Context: an optimization exercise on an open-source flow, tuned for small area, a short achievable clock period and few clock cycles per item. The choices shown serve that exercise and are no tape-out recipe. The RTL was checked by simulation tests, not by an equivalence proof against the original design. Power and IR drop assume default switching activity.

### constraint.sdc
create_clock -name core_clock -period 8.5 [get_ports {clk}]
set_input_delay 1.7000 -clock core_clock [delete_from_list [all_inputs] [get_ports {clk}]]
set_output_delay 1.7000 -clock core_clock [all_outputs]
set_load 0.01 [all_outputs]
### config.mk
export PLATFORM = sky130hd
export DESIGN_NAME = mm
export DESIGN_NICKNAME = mm
export VERILOG_FILES = /design/flow/design.v
export SDC_FILE = /design/flow/constraint.sdc
export NUM_CORES = 4
export LEC_CHECK = 0
export CAP_MARGIN = 20
export CORE_MARGIN = 2
export CORE_UTILIZATION = 40
export PLACE_DENSITY = 0.6
export SLEW_MARGIN = 20
### design.v
module mm(
  input wire clk,
  input wire rst,
  input wire mm__done_rdy,
  input wire mm__go,
  input wire mm__go_vld,
  input wire mm__mem0__read_req_rdy,
  input wire [31:0] mm__mem0__read_resp,
  input wire mm__mem0__read_resp_vld,
  input wire mm__mem1__read_req_rdy,
  input wire [31:0] mm__mem1__read_resp,
  input wire mm__mem1__read_resp_vld,
  input wire mm__mem2__write_req_rdy,
  input wire mm__mem2__write_resp_vld,
  output wire mm__done,
  output wire mm__done_vld,
  output wire mm__go_rdy,
  output wire [3:0] mm__mem0__read_req,
  output wire mm__mem0__read_req_vld,
  output wire mm__mem0__read_resp_rdy,
  output wire [3:0] mm__mem1__read_req,
  output wire mm__mem1__read_req_vld,
  output wire mm__mem1__read_resp_rdy,
  output wire [35:0] mm__mem2__write_req,
  output wire mm__mem2__write_req_vld,
  output wire mm__mem2__write_resp_rdy
);
  function automatic [31:0] smul32b_32b_x_32b (input reg [31:0] lhs, input reg [31:0] rhs);
    reg signed [31:0] signed_lhs;
    reg signed [31:0] signed_rhs;
    reg signed [31:0] signed_result;
    begin
      signed_lhs = $signed(lhs);
      signed_rhs = $signed(rhs);
      signed_result = signed_lhs * signed_rhs;
      smul32b_32b_x_32b = $unsigned(signed_result);
    end
  endfunction
  wire [31:0] __mm__mem0__read_resp_reg_init = 32'h0000_0000;
  wire [31:0] __mm__mem1__read_resp_reg_init = 32'h0000_0000;
  wire [3:0] __mm__mem0__read_req_reg_init = 4'h0;
  wire [3:0] __mm__mem1__read_req_reg_init = 4'h0;
  wire [35:0] __mm__mem2__write_req_reg_init = {4'h0, 32'h0000_0000};
  reg [31:0] ____state_2;
  reg [31:0] ____state_1;
  reg [1:0] ____state_3;
  reg ____state_4;
  reg p0_or_679;
  reg p0_slt_687;
  reg [3:0] p0_tmp21;
  reg p0_and_712;
  reg p0_tmp27;
  reg p0_and_701;
  reg p0_and_702;
  reg p1_or_679;
  reg [31:0] p1_tmp15;
  reg p1_slt_687;
  reg [3:0] p1_tmp21;
  reg p1_and_712;
  reg p1_tmp27;
  reg p1_and_701;
  reg p1_and_702;
  reg [31:0] ____state_0;
  reg p2_and_712;
  reg p2_tmp27;
  reg p0_valid;
  reg p1_valid;
  reg p2_valid;
  reg __mm__mem0__read_req_has_been_sent_reg;
  reg __mm__mem1__read_req_has_been_sent_reg;
  reg __mm__mem2__write_req_has_been_sent_reg;
  reg __mm__done_has_been_sent_reg;
  reg __mm__go_reg;
  reg __mm__go_valid_reg;
  reg [31:0] __mm__mem0__read_resp_reg;
  reg __mm__mem0__read_resp_valid_reg;
  reg [31:0] __mm__mem1__read_resp_reg;
  reg __mm__mem1__read_resp_valid_reg;
  reg __mm__mem2__write_resp_valid_reg;
  reg [3:0] __mm__mem0__read_req_reg;
  reg __mm__mem0__read_req_valid_reg;
  reg [3:0] __mm__mem1__read_req_reg;
  reg __mm__mem1__read_req_valid_reg;
  reg [35:0] __mm__mem2__write_req_reg;
  reg __mm__mem2__write_req_valid_reg;
  reg __mm__done_reg;
  reg __mm__done_valid_reg;
  wire or_830;
  wire __mm__done_vld_buf;
  wire __mm__done_not_has_been_sent;
  wire mm__done_valid_inv;
  wire __mm__done_valid_and_not_has_been_sent;
  wire mm__done_valid_load_en;
  wire mm__done_load_en;
  wire or_1073;
  wire p3_stage_done;
  wire p3_not_valid;
  wire p2_enable;
  wire __mm__mem2__write_req_vld_buf;
  wire __mm__mem2__write_req_not_has_been_sent;
  wire mm__mem2__write_req_valid_inv;
  wire __mm__mem2__write_req_valid_and_not_has_been_sent;
  wire mm__mem2__write_req_valid_load_en;
  wire mm__mem2__write_req_load_en;
  wire or_1072;
  wire p2_stage_done;
  wire p2_data_enable;
  wire p2_not_valid;
  wire p1_all_active_inputs_valid;
  wire p1_enable;
  wire p1_stage_done;
  wire p1_data_enable;
  wire p1_not_valid;
  wire or_826;
  wire p0_enable;
  wire __mm__mem0__read_req_vld_buf;
  wire __mm__mem0__read_req_not_has_been_sent;
  wire mm__mem0__read_req_valid_inv;
  wire __mm__mem1__read_req_not_has_been_sent;
  wire mm__mem1__read_req_valid_inv;
  wire [2:0] add_680;
  wire [31:0] add_681;
  wire [31:0] add_682;
  wire __mm__mem0__read_req_valid_and_not_has_been_sent;
  wire mm__mem0__read_req_valid_load_en;
  wire __mm__mem1__read_req_valid_and_not_has_been_sent;
  wire mm__mem1__read_req_valid_load_en;
  wire tmp20;
  wire sge_685;
  wire sge_686;
  wire slt_687;
  wire slt_688;
  wire mm__mem0__read_req_load_en;
  wire mm__mem1__read_req_load_en;
  wire nand_690;
  wire __mm__mem0__read_req_has_sent_or_is_ready;
  wire __mm__mem1__read_req_has_sent_or_is_ready;
  wire tmp27;
  wire and_701;
  wire and_702;
  wire nor_703;
  wire tmp25;
  wire nor_705;
  wire p0_all_active_outputs_ready;
  wire [2:0] ____state_0__next_value_predicates;
  wire [1:0] ____state_1__next_value_predicates;
  wire [1:0] ____state_2__next_value_predicates;
  wire [1:0] ____state_3__next_value_predicates;
  wire p0_stage_done;
  wire [3:0] one_hot_714;
  wire [2:0] one_hot_715;
  wire [2:0] one_hot_716;
  wire [2:0] one_hot_717;
  wire p0_data_enable;
  wire mm__go_select;
  wire [31:0] tmp3;
  wire mm__go_valid_inv;
  wire mm__mem0__read_resp_valid_inv;
  wire mm__mem1__read_resp_valid_inv;
  wire mm__mem2__write_resp_valid_inv;
  wire [1:0] tmp4__2;
  wire and_890;
  wire and_891;
  wire and_892;
  wire and_898;
  wire and_899;
  wire and_905;
  wire and_906;
  wire and_913;
  wire and_914;
  wire [1:0] add_667;
  wire [31:0] tmp17;
  wire mm__go_valid_load_en;
  wire mm__mem0__read_resp_valid_load_en;
  wire mm__mem1__read_resp_valid_load_en;
  wire mm__mem2__write_resp_valid_load_en;
  wire ____state_0__at_most_one_next_value;
  wire ____state_1__at_most_one_next_value;
  wire ____state_2__at_most_one_next_value;
  wire ____state_3__at_most_one_next_value;
  wire [31:0] tmp6_data;
  wire [31:0] tmp10_data;
  wire [1:0] add_699;
  wire [2:0] concat_894;
  wire [31:0] tmp2;
  wire [1:0] concat_901;
  wire [1:0] concat_908;
  wire tmp1;
  wire [1:0] concat_915;
  wire [1:0] unexpand_for_next_value_158_3_case_1;
  wire [1:0] unexpand_for_next_value_158_3_case_0;
  wire __mm__mem0__read_req_valid_and_all_active_outputs_ready;
  wire __mm__mem0__read_req_valid_and_ready_txfr;
  wire __mm__mem1__read_req_valid_and_ready_txfr;
  wire __mm__mem2__write_req_valid_and_all_active_outputs_ready;
  wire __mm__mem2__write_req_valid_and_ready_txfr;
  wire __mm__done_valid_and_all_active_outputs_ready;
  wire __mm__done_valid_and_ready_txfr;
  wire [3:0] tmp4;
  wire [3:0] tmp8;
  wire [31:0] tmp18;
  wire mm__go_load_en;
  wire mm__mem0__read_resp_load_en;
  wire mm__mem1__read_resp_load_en;
  wire mm__mem2__write_resp_load_en;
  wire or_1065;
  wire or_1067;
  wire or_1069;
  wire or_1071;
  wire [31:0] tmp15;
  wire or_679;
  wire [3:0] tmp21;
  wire and_712;
  wire [31:0] one_hot_sel_895;
  wire or_896;
  wire [31:0] one_hot_sel_902;
  wire or_903;
  wire [31:0] one_hot_sel_909;
  wire or_910;
  wire tmp32;
  wire [1:0] one_hot_sel_916;
  wire or_917;
  wire __mm__mem0__read_req_not_stage_load;
  wire __mm__mem0__read_req_has_been_sent_reg_load_en;
  wire __mm__mem1__read_req_has_been_sent_reg_load_en;
  wire __mm__mem2__write_req_not_stage_load;
  wire __mm__mem2__write_req_has_been_sent_reg_load_en;
  wire __mm__done_not_stage_load;
  wire __mm__done_has_been_sent_reg_load_en;
  wire [3:0] tmp5;
  wire [3:0] tmp9;
  wire [35:0] tmp23;
  wire __mm__done_buf;
  assign or_830 = ~p2_and_712 | __mm__mem2__write_resp_valid_reg;
  assign __mm__done_vld_buf = or_830 & p2_valid & p2_tmp27;
  assign __mm__done_not_has_been_sent = ~__mm__done_has_been_sent_reg;
  assign mm__done_valid_inv = ~__mm__done_valid_reg;
  assign __mm__done_valid_and_not_has_been_sent = __mm__done_vld_buf & __mm__done_not_has_been_sent;
  assign mm__done_valid_load_en = mm__done_rdy | mm__done_valid_inv;
  assign mm__done_load_en = __mm__done_valid_and_not_has_been_sent & mm__done_valid_load_en;
  assign or_1073 = ~p2_tmp27 | mm__done_load_en | __mm__done_has_been_sent_reg;
  assign p3_stage_done = p2_valid & or_830 & or_1073;
  assign p3_not_valid = ~p2_valid;
  assign p2_enable = p3_stage_done | p3_not_valid;
  assign __mm__mem2__write_req_vld_buf = p1_valid & p2_enable & p1_and_712;
  assign __mm__mem2__write_req_not_has_been_sent = ~__mm__mem2__write_req_has_been_sent_reg;
  assign mm__mem2__write_req_valid_inv = ~__mm__mem2__write_req_valid_reg;
  assign __mm__mem2__write_req_valid_and_not_has_been_sent = __mm__mem2__write_req_vld_buf & __mm__mem2__write_req_not_has_been_sent;
  assign mm__mem2__write_req_valid_load_en = mm__mem2__write_req_rdy | mm__mem2__write_req_valid_inv;
  assign mm__mem2__write_req_load_en = __mm__mem2__write_req_valid_and_not_has_been_sent & mm__mem2__write_req_valid_load_en;
  assign or_1072 = ~p1_and_712 | mm__mem2__write_req_load_en | __mm__mem2__write_req_has_been_sent_reg;
  assign p2_stage_done = p1_valid & or_1072;
  assign p2_data_enable = p2_enable & p2_stage_done;
  assign p2_not_valid = ~p1_valid;
  assign p1_all_active_inputs_valid = __mm__mem0__read_resp_valid_reg & __mm__mem1__read_resp_valid_reg;
  assign p1_enable = p2_data_enable | p2_not_valid;
  assign p1_stage_done = p0_valid & p1_all_active_inputs_valid;
  assign p1_data_enable = p1_enable & p1_stage_done;
  assign p1_not_valid = ~p0_valid;
  assign or_826 = ____state_4 | __mm__go_valid_reg;
  assign p0_enable = p1_data_enable | p1_not_valid;
  assign __mm__mem0__read_req_vld_buf = or_826 & p0_enable;
  assign __mm__mem0__read_req_not_has_been_sent = ~__mm__mem0__read_req_has_been_sent_reg;
  assign mm__mem0__read_req_valid_inv = ~__mm__mem0__read_req_valid_reg;
  assign __mm__mem1__read_req_not_has_been_sent = ~__mm__mem1__read_req_has_been_sent_reg;
  assign mm__mem1__read_req_valid_inv = ~__mm__mem1__read_req_valid_reg;
  assign add_680 = {1'h0, ____state_3} + 3'h1;
  assign add_681 = ____state_2 + 32'h0000_0001;
  assign add_682 = ____state_1 + 32'h0000_0001;
  assign __mm__mem0__read_req_valid_and_not_has_been_sent = __mm__mem0__read_req_vld_buf & __mm__mem0__read_req_not_has_been_sent;
  assign mm__mem0__read_req_valid_load_en = mm__mem0__read_req_rdy | mm__mem0__read_req_valid_inv;
  assign __mm__mem1__read_req_valid_and_not_has_been_sent = __mm__mem0__read_req_vld_buf & __mm__mem1__read_req_not_has_been_sent;
  assign mm__mem1__read_req_valid_load_en = mm__mem1__read_req_rdy | mm__mem1__read_req_valid_inv;
  assign tmp20 = add_680[2];
  assign sge_685 = $signed(add_681) >= $signed(32'h0000_0004);
  assign sge_686 = $signed(add_682) >= $signed(32'h0000_0004);
  assign slt_687 = $signed(____state_1) < $signed(32'h0000_0004);
  assign slt_688 = $signed(____state_2) < $signed(32'h0000_0004);
  assign mm__mem0__read_req_load_en = __mm__mem0__read_req_valid_and_not_has_been_sent & mm__mem0__read_req_valid_load_en;
  assign mm__mem1__read_req_load_en = __mm__mem1__read_req_valid_and_not_has_been_sent & mm__mem1__read_req_valid_load_en;
  assign nand_690 = ~(tmp20 & sge_685 & sge_686);
  assign __mm__mem0__read_req_has_sent_or_is_ready = mm__mem0__read_req_load_en | __mm__mem0__read_req_has_been_sent_reg;
  assign __mm__mem1__read_req_has_sent_or_is_ready = mm__mem1__read_req_load_en | __mm__mem1__read_req_has_been_sent_reg;
  assign tmp27 = tmp20 & sge_685 & sge_686;
  assign and_701 = nand_690 & slt_687 & slt_688;
  assign and_702 = nand_690 & ~(slt_687 & slt_688) & slt_688 & ~(____state_3[0] | ____state_3[1]);
  assign nor_703 = ~(~tmp20 | ~sge_685 | sge_686);
  assign tmp25 = tmp20 & sge_685;
  assign nor_705 = ~(~tmp20 | sge_685);
  assign p0_all_active_outputs_ready = __mm__mem0__read_req_has_sent_or_is_ready & __mm__mem1__read_req_has_sent_or_is_ready;
  assign ____state_0__next_value_predicates = {tmp27, and_701, and_702};
  assign ____state_1__next_value_predicates = {tmp27, nor_703};
  assign ____state_2__next_value_predicates = {tmp25, nor_705};
  assign ____state_3__next_value_predicates = {~tmp20, tmp20};
  assign p0_stage_done = or_826 & p0_all_active_outputs_ready;
  assign one_hot_714 = {____state_0__next_value_predicates[2:0] == 3'h0, ____state_0__next_value_predicates[2] && ____state_0__next_value_predicates[1:0] == 2'h0, ____state_0__next_value_predicates[1] && !____state_0__next_value_predicates[0], ____state_0__next_value_predicates[0]};
  assign one_hot_715 = {____state_1__next_value_predicates[1:0] == 2'h0, ____state_1__next_value_predicates[1] && !____state_1__next_value_predicates[0], ____state_1__next_value_predicates[0]};
  assign one_hot_716 = {____state_2__next_value_predicates[1:0] == 2'h0, ____state_2__next_value_predicates[1] && !____state_2__next_value_predicates[0], ____state_2__next_value_predicates[0]};
  assign one_hot_717 = {____state_3__next_value_predicates[1:0] == 2'h0, ____state_3__next_value_predicates[1] && !____state_3__next_value_predicates[0], ____state_3__next_value_predicates[0]};
  assign p0_data_enable = p0_enable & p0_stage_done;
  assign mm__go_select = ~____state_4 ? __mm__go_reg : 1'h0;
  assign tmp3 = ____state_0 & {32{p1_or_679}};
  assign mm__go_valid_inv = ~__mm__go_valid_reg;
  assign mm__mem0__read_resp_valid_inv = ~__mm__mem0__read_resp_valid_reg;
  assign mm__mem1__read_resp_valid_inv = ~__mm__mem1__read_resp_valid_reg;
  assign mm__mem2__write_resp_valid_inv = ~__mm__mem2__write_resp_valid_reg;
  assign tmp4__2 = ____state_1[1:0];
  assign and_890 = p1_tmp27 & p2_data_enable;
  assign and_891 = p1_and_701 & p2_data_enable;
  assign and_892 = p1_and_702 & p2_data_enable;
  assign and_898 = tmp27 & p0_data_enable;
  assign and_899 = nor_703 & p0_data_enable;
  assign and_905 = tmp25 & p0_data_enable;
  assign and_906 = nor_705 & p0_data_enable;
  assign and_913 = ~tmp20 & p0_data_enable;
  assign and_914 = tmp20 & p0_data_enable;
  assign add_667 = ____state_3 + ____state_2[3:2];
  assign tmp17 = tmp3 + p1_tmp15;
  assign mm__go_valid_load_en = p0_data_enable & ~____state_4 | mm__go_valid_inv;
  assign mm__mem0__read_resp_valid_load_en = p1_data_enable | mm__mem0__read_resp_valid_inv;
  assign mm__mem1__read_resp_valid_load_en = p1_data_enable | mm__mem1__read_resp_valid_inv;
  assign mm__mem2__write_resp_valid_load_en = p3_stage_done & p2_and_712 | mm__mem2__write_resp_valid_inv;
  assign ____state_0__at_most_one_next_value = tmp27 == one_hot_714[2] & and_701 == one_hot_714[1] & and_702 == one_hot_714[0];
  assign ____state_1__at_most_one_next_value = tmp27 == one_hot_715[1] & nor_703 == one_hot_715[0];
  assign ____state_2__at_most_one_next_value = tmp25 == one_hot_716[1] & nor_705 == one_hot_716[0];
  assign ____state_3__at_most_one_next_value = ~tmp20 == one_hot_717[1] & tmp20 == one_hot_717[0];
  assign tmp6_data = __mm__mem0__read_resp_reg[31:0];
  assign tmp10_data = __mm__mem1__read_resp_reg[31:0];
  assign add_699 = tmp4__2 + ____state_2[3:2];
  assign concat_894 = {and_890, and_891, and_892};
  assign tmp2 = 32'h0000_0000;
  assign concat_901 = {and_898, and_899};
  assign concat_908 = {and_905, and_906};
  assign tmp1 = ~(____state_4 | ~mm__go_select);
  assign concat_915 = {and_913, and_914};
  assign unexpand_for_next_value_158_3_case_1 = 2'h0;
  assign unexpand_for_next_value_158_3_case_0 = add_680[1:0];
  assign __mm__mem0__read_req_valid_and_all_active_outputs_ready = __mm__mem0__read_req_vld_buf & p0_all_active_outputs_ready;
  assign __mm__mem0__read_req_valid_and_ready_txfr = __mm__mem0__read_req_valid_and_not_has_been_sent & mm__mem0__read_req_load_en;
  assign __mm__mem1__read_req_valid_and_ready_txfr = __mm__mem1__read_req_valid_and_not_has_been_sent & mm__mem1__read_req_load_en;
  assign __mm__mem2__write_req_valid_and_all_active_outputs_ready = __mm__mem2__write_req_vld_buf & or_1072;
  assign __mm__mem2__write_req_valid_and_ready_txfr = __mm__mem2__write_req_valid_and_not_has_been_sent & mm__mem2__write_req_load_en;
  assign __mm__done_valid_and_all_active_outputs_ready = __mm__done_vld_buf & or_1073;
  assign __mm__done_valid_and_ready_txfr = __mm__done_valid_and_not_has_been_sent & mm__done_load_en;
  assign tmp4 = {tmp4__2, ____state_3};
  assign tmp8 = {add_667, ____state_2[1:0]};
  assign tmp18 = p1_slt_687 ? tmp17 : tmp3;
  assign mm__go_load_en = mm__go_vld & mm__go_valid_load_en;
  assign mm__mem0__read_resp_load_en = mm__mem0__read_resp_vld & mm__mem0__read_resp_valid_load_en;
  assign mm__mem1__read_resp_load_en = mm__mem1__read_resp_vld & mm__mem1__read_resp_valid_load_en;
  assign mm__mem2__write_resp_load_en = mm__mem2__write_resp_vld & mm__mem2__write_resp_valid_load_en;
  assign or_1065 = ~p0_stage_done | ____state_0__at_most_one_next_value | rst;
  assign or_1067 = ~p0_stage_done | ____state_1__at_most_one_next_value | rst;
  assign or_1069 = ~p0_stage_done | ____state_2__at_most_one_next_value | rst;
  assign or_1071 = ~p0_stage_done | ____state_3__at_most_one_next_value | rst;
  assign tmp15 = smul32b_32b_x_32b(tmp6_data, tmp10_data);
  assign or_679 = ____state_3[0] | ____state_3[1];
  assign tmp21 = {add_699, ____state_2[1:0]};
  assign and_712 = tmp20 & slt_688;
  assign one_hot_sel_895 = tmp2 & {32{concat_894[0]}} | tmp17 & {32{concat_894[1]}} | tmp2 & {32{concat_894[2]}};
  assign or_896 = and_890 | and_891 | and_892;
  assign one_hot_sel_902 = add_682 & {32{concat_901[0]}} | tmp2 & {32{concat_901[1]}};
  assign or_903 = and_898 | and_899;
  assign one_hot_sel_909 = add_681 & {32{concat_908[0]}} | tmp2 & {32{concat_908[1]}};
  assign or_910 = and_905 | and_906;
  assign tmp32 = tmp1 | ____state_4 & nand_690;
  assign one_hot_sel_916 = unexpand_for_next_value_158_3_case_1 & {2{concat_915[0]}} | unexpand_for_next_value_158_3_case_0 & {2{concat_915[1]}};
  assign or_917 = and_913 | and_914;
  assign __mm__mem0__read_req_not_stage_load = ~__mm__mem0__read_req_valid_and_all_active_outputs_ready;
  assign __mm__mem0__read_req_has_been_sent_reg_load_en = __mm__mem0__read_req_valid_and_ready_txfr | __mm__mem0__read_req_valid_and_all_active_outputs_ready;
  assign __mm__mem1__read_req_has_been_sent_reg_load_en = __mm__mem1__read_req_valid_and_ready_txfr | __mm__mem0__read_req_valid_and_all_active_outputs_ready;
  assign __mm__mem2__write_req_not_stage_load = ~__mm__mem2__write_req_valid_and_all_active_outputs_ready;
  assign __mm__mem2__write_req_has_been_sent_reg_load_en = __mm__mem2__write_req_valid_and_ready_txfr | __mm__mem2__write_req_valid_and_all_active_outputs_ready;
  assign __mm__done_not_stage_load = ~__mm__done_valid_and_all_active_outputs_ready;
  assign __mm__done_has_been_sent_reg_load_en = __mm__done_valid_and_ready_txfr | __mm__done_valid_and_all_active_outputs_ready;
  assign tmp5 = {tmp4};
  assign tmp9 = {tmp8};
  assign tmp23 = {p1_tmp21, tmp18};
  assign __mm__done_buf = 1'h1;
  always_ff @ (posedge clk) begin
    if (rst) begin
      ____state_2 <= 32'h0000_0000;
      ____state_1 <= 32'h0000_0000;
      ____state_3 <= 2'h0;
      ____state_4 <= 1'h0;
      p0_or_679 <= 1'h0;
      p0_slt_687 <= 1'h0;
      p0_tmp21 <= 4'h0;
      p0_and_712 <= 1'h0;
      p0_tmp27 <= 1'h0;
      p0_and_701 <= 1'h0;
      p0_and_702 <= 1'h0;
      p1_or_679 <= 1'h0;
      p1_tmp15 <= 32'h0000_0000;
      p1_slt_687 <= 1'h0;
      p1_tmp21 <= 4'h0;
      p1_and_712 <= 1'h0;
      p1_tmp27 <= 1'h0;
      p1_and_701 <= 1'h0;
      p1_and_702 <= 1'h0;
      ____state_0 <= 32'h0000_0000;
      p2_and_712 <= 1'h0;
      p2_tmp27 <= 1'h0;
      p0_valid <= 1'h0;
      p1_valid <= 1'h0;
      p2_valid <= 1'h0;
      __mm__mem0__read_req_has_been_sent_reg <= 1'h0;
      __mm__mem1__read_req_has_been_sent_reg <= 1'h0;
      __mm__mem2__write_req_has_been_sent_reg <= 1'h0;
      __mm__done_has_been_sent_reg <= 1'h0;
      __mm__go_reg <= 1'h0;
      __mm__go_valid_reg <= 1'h0;
      __mm__mem0__read_resp_reg <= __mm__mem0__read_resp_reg_init;
      __mm__mem0__read_resp_valid_reg <= 1'h0;
      __mm__mem1__read_resp_reg <= __mm__mem1__read_resp_reg_init;
      __mm__mem1__read_resp_valid_reg <= 1'h0;
      __mm__mem2__write_resp_valid_reg <= 1'h0;
      __mm__mem0__read_req_reg <= __mm__mem0__read_req_reg_init;
      __mm__mem0__read_req_valid_reg <= 1'h0;
      __mm__mem1__read_req_reg <= __mm__mem1__read_req_reg_init;
      __mm__mem1__read_req_valid_reg <= 1'h0;
      __mm__mem2__write_req_reg <= __mm__mem2__write_req_reg_init;
      __mm__mem2__write_req_valid_reg <= 1'h0;
      __mm__done_reg <= 1'h0;
      __mm__done_valid_reg <= 1'h0;
    end else begin
      ____state_2 <= or_910 ? one_hot_sel_909 : ____state_2;
      ____state_1 <= or_903 ? one_hot_sel_902 : ____state_1;
      ____state_3 <= or_917 ? one_hot_sel_916 : ____state_3;
      ____state_4 <= p0_data_enable ? tmp32 : ____state_4;
      p0_or_679 <= p0_data_enable ? or_679 : p0_or_679;
      p0_slt_687 <= p0_data_enable ? slt_687 : p0_slt_687;
      p0_tmp21 <= p0_data_enable ? tmp21 : p0_tmp21;
      p0_and_712 <= p0_data_enable ? and_712 : p0_and_712;
      p0_tmp27 <= p0_data_enable ? tmp27 : p0_tmp27;
      p0_and_701 <= p0_data_enable ? and_701 : p0_and_701;
      p0_and_702 <= p0_data_enable ? and_702 : p0_and_702;
      p1_or_679 <= p1_data_enable ? p0_or_679 : p1_or_679;
      p1_tmp15 <= p1_data_enable ? tmp15 : p1_tmp15;
      p1_slt_687 <= p1_data_enable ? p0_slt_687 : p1_slt_687;
      p1_tmp21 <= p1_data_enable ? p0_tmp21 : p1_tmp21;
      p1_and_712 <= p1_data_enable ? p0_and_712 : p1_and_712;
      p1_tmp27 <= p1_data_enable ? p0_tmp27 : p1_tmp27;
      p1_and_701 <= p1_data_enable ? p0_and_701 : p1_and_701;
      p1_and_702 <= p1_data_enable ? p0_and_702 : p1_and_702;
      ____state_0 <= or_896 ? one_hot_sel_895 : ____state_0;
      p2_and_712 <= p2_data_enable ? p1_and_712 : p2_and_712;
      p2_tmp27 <= p2_data_enable ? p1_tmp27 : p2_tmp27;
      p0_valid <= p0_enable ? p0_stage_done : p0_valid;
      p1_valid <= p1_enable ? p1_stage_done : p1_valid;
      p2_valid <= p2_enable ? p2_stage_done : p2_valid;
      __mm__mem0__read_req_has_been_sent_reg <= __mm__mem0__read_req_has_been_sent_reg_load_en ? __mm__mem0__read_req_not_stage_load : __mm__mem0__read_req_has_been_sent_reg;
      __mm__mem1__read_req_has_been_sent_reg <= __mm__mem1__read_req_has_been_sent_reg_load_en ? __mm__mem0__read_req_not_stage_load : __mm__mem1__read_req_has_been_sent_reg;
      __mm__mem2__write_req_has_been_sent_reg <= __mm__mem2__write_req_has_been_sent_reg_load_en ? __mm__mem2__write_req_not_stage_load : __mm__mem2__write_req_has_been_sent_reg;
      __mm__done_has_been_sent_reg <= __mm__done_has_been_sent_reg_load_en ? __mm__done_not_stage_load : __mm__done_has_been_sent_reg;
      __mm__go_reg <= mm__go_load_en ? mm__go : __mm__go_reg;
      __mm__go_valid_reg <= mm__go_valid_load_en ? mm__go_vld : __mm__go_valid_reg;
      __mm__mem0__read_resp_reg <= mm__mem0__read_resp_load_en ? mm__mem0__read_resp : __mm__mem0__read_resp_reg;
      __mm__mem0__read_resp_valid_reg <= mm__mem0__read_resp_valid_load_en ? mm__mem0__read_resp_vld : __mm__mem0__read_resp_valid_reg;
      __mm__mem1__read_resp_reg <= mm__mem1__read_resp_load_en ? mm__mem1__read_resp : __mm__mem1__read_resp_reg;
      __mm__mem1__read_resp_valid_reg <= mm__mem1__read_resp_valid_load_en ? mm__mem1__read_resp_vld : __mm__mem1__read_resp_valid_reg;
      __mm__mem2__write_resp_valid_reg <= mm__mem2__write_resp_valid_load_en ? mm__mem2__write_resp_vld : __mm__mem2__write_resp_valid_reg;
      __mm__mem0__read_req_reg <= mm__mem0__read_req_load_en ? tmp5 : __mm__mem0__read_req_reg;
      __mm__mem0__read_req_valid_reg <= mm__mem0__read_req_valid_load_en ? __mm__mem0__read_req_valid_and_not_has_been_sent : __mm__mem0__read_req_valid_reg;
      __mm__mem1__read_req_reg <= mm__mem1__read_req_load_en ? tmp9 : __mm__mem1__read_req_reg;
      __mm__mem1__read_req_valid_reg <= mm__mem1__read_req_valid_load_en ? __mm__mem1__read_req_valid_and_not_has_been_sent : __mm__mem1__read_req_valid_reg;
      __mm__mem2__write_req_reg <= mm__mem2__write_req_load_en ? tmp23 : __mm__mem2__write_req_reg;
      __mm__mem2__write_req_valid_reg <= mm__mem2__write_req_valid_load_en ? __mm__mem2__write_req_valid_and_not_has_been_sent : __mm__mem2__write_req_valid_reg;
      __mm__done_reg <= mm__done_load_en ? __mm__done_buf : __mm__done_reg;
      __mm__done_valid_reg <= mm__done_valid_load_en ? __mm__done_valid_and_not_has_been_sent : __mm__done_valid_reg;
    end
  end
  assign mm__done = __mm__done_reg;
  assign mm__done_vld = __mm__done_valid_reg;
  assign mm__go_rdy = mm__go_load_en;
  assign mm__mem0__read_req = __mm__mem0__read_req_reg;
  assign mm__mem0__read_req_vld = __mm__mem0__read_req_valid_reg;
  assign mm__mem0__read_resp_rdy = mm__mem0__read_resp_load_en;
  assign mm__mem1__read_req = __mm__mem1__read_req_reg;
  assign mm__mem1__read_req_vld = __mm__mem1__read_req_valid_reg;
  assign mm__mem1__read_resp_rdy = mm__mem1__read_resp_load_en;
  assign mm__mem2__write_req = __mm__mem2__write_req_reg;
  assign mm__mem2__write_req_vld = __mm__mem2__write_req_valid_reg;
  assign mm__mem2__write_resp_rdy = mm__mem2__write_resp_load_en;
endmodule
### run.sh
#!/bin/bash
# synth_recipe.tcl (not shown) runs the flow's synth.tcl, then flattens the netlist and writes it again
# the make line also repeats each setting of config.mk as NAME=value (left out here)
make -C /OpenROAD-flow-scripts/flow DESIGN_CONFIG=/design/flow/config.mk WORK_HOME=/design/flow/orfs CLKGATE_MAP_FILE= SYNTH_SCRIPT=/design/flow/synth_recipe.tcl finish
==> metrics.yaml <==
setup.worst_path.start: "__mm__mem1__read_resp_reg[3]$_SDFFE_PP0P_"
antenna_left: 0
cts_buffers: 36
syn-cell-area_um2: 30400
intPower_uw: 2530
largest_reg_flops: 36
final_common_cell: "inv_1"
synth_top_family_by_area: "adder cells"
synth_compound_area_share_pct: 10.9
critPathBufInv: 4
drc_errors: 0
status: "timing/DRC/antenna clean"
max_cap_violations: 0
stdcell_count: 4627
antenna_found_initial: 0
power_frac_clock_pct: 42.1
comb_power_share_pct: 19.8
crit_slowest_cell: "dfxtp_1"
report.final.slew_viol_count: 0
worstMarginPinSlew_ps: 1080
final_hold_viol_count: 0
fin_crit_sh_pct: 91.7
p_per_area_nw_per_um2: 110
grt_overflow_total: 0
dp.cells: 4565
yosys.area_share.adder_pct: 34.7
r2r_cells: 22
nets: 4298
crit_path_frequent_cell: "fa_1"
synth_top_area_cell: "fa_1"
ys.flop_type: "dfxtp_1"
synth-simple-area-share_pct: 22.2
cpPeakStageDelay_ps: 940
whs_endpoint: "p1_tmp27$_SDFFE_PP0P_"
clkSinkCount: 278
holdWs_ps: 444
layout-area-overhead-vs-synth_pct: 10.5
maxSlewHeadroom_pct: 27.7
track_usage_pct: 21.4
synthMuxAreaShare_pct: 0.988
fin_tns_setup_ps: 0
min-delay-start: "p0_tmp27$_SDFFE_PP0N_"
cp-start-kind: "flop"
drt_pass1_iterations: 7
rows: 101
grt_setup_unrepaired: "false"
max_freq_mhz: 128
endpoint: "p1_tmp15[31]$_SDFFE_PP0P_"
synth-async-reset-ratio_pct: 0
first_global_vias: 24000
setup_viol: 0
synthTopCellsByArea: "fa_1 27%, dfxtp_1 18%, ha_1 7.8%"
drt-total-wl_mm: 82.8
ctsHtreeMaxLevel: 2
cp_num_cells: 22
p_switching_uw: 1170
p_leak_uw: 0.0149
period_needed_ps: 7790
worst-endpoint-arrival_ps: 8270
Testbench counts, summed over its fixed seeds: cycles 25,472, items 128.
[metal layers]
metal	up-vias	share of wire, %	GRT usage [%]
met5	-	0	0
met4	0	3.0	6.57
met3	121	4.6	2.99
met2	500	48	36.3
met1	11900	44	28.1
li1	11600	-	-
[through the flow]
step / power, uW / cell area [um2] / util, % / setup slack, ps
2_1_floorplan: 1890 / 30400 / - / 1350
3_3_place_gp: 2170 / 32400 / 42.9 / 892
3_5_place_dp: 2180 / 32400 / 42.9 / 746
4_1_cts: 3750 / 33600 / 44.4 / 735
5_1_grt: 3890 / 33600 / 44.4 / 355
6_report: 3700 / 33600 / 44.5 / 707
[cell type report]
class	instances	area, um2
clock inverter	16	199
antenna	1	2.50
clock buffer	45	995
inverter	489	1840
sequential	278	5570
fill	7551	42000
multi-input combinational	2643	22100
timing repair buffer	177	1650
tap	978	1220
[power groups by stage]
stage,sequential [uW],clock (uW),combinational [uW]
final,1410,1560,735
after global routing,1420,1660,819
after CTS,1410,1600,742
after detailed placement,1440,0,738
after global placement,1440,0,731
after floorplan,1380,0,515
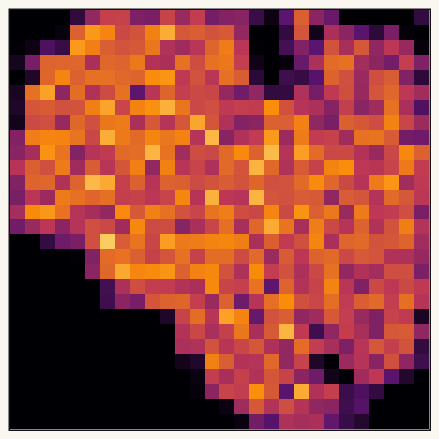
Figure 1: placement density heat map.
(1.5 px per um) 28 x 28 tiles, from black (low) to pale yellow (high), 0 to 100% covered.
tiles over 75% full: 4.7%
fullest tile: 89%
emptiest ninth of the die: bottom left
mean over tiles: 41%
nearly empty tiles: 20%

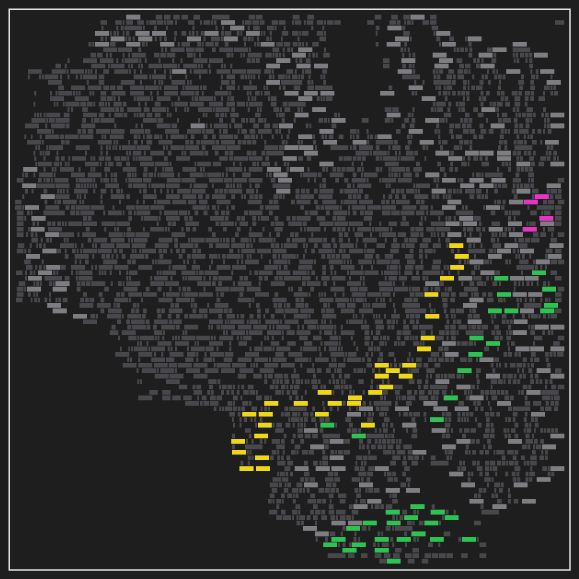
Figure 2: sequential cells coloured by netlist name.
(2 px per um) Other sequential cells in the stronger grey, the rest of the logic in the fainter grey.
legend:
  `__mm__mem0__read_req_reg`:
    colour: magenta
    placed_flops: 4
  `p1_tmp15`:
    colour: yellow
    placed_flops: 32
  `__mm__mem2__write_req_reg`:
    colour: green
    placed_flops: 36

re-timing with driven ports:
In the flow no input, the clock included, has a driving cell. The finished layout below was timed again as built, in two steps.
Step 1, drivers: a clkbuf_16 drives clk and a buf_2 each remaining input, both assumed.
Step 2, shift: input delay + t, output delay - t, t = (earliest + latest rising clock arrival at the registers) / 2. This alone moves slack from input paths to output paths.
a / b / c = ideal ports / drivers / drivers and shift; a / b = the first two.
t, ns: 0.633
slack for setup (ns): 0.707 / 0.707 / 0.707
worst hold slack (ns): 0.444 / 0.444 / 0.444
worst setup path after step 2: register to register
latest minus earliest clock arrival (ns): 0.030 / 0.029
After both steps setup and hold are still met in this run. For this run, drivers alone change the setup slack by 0.000 ns; drivers and shift together by 0.000 ns.
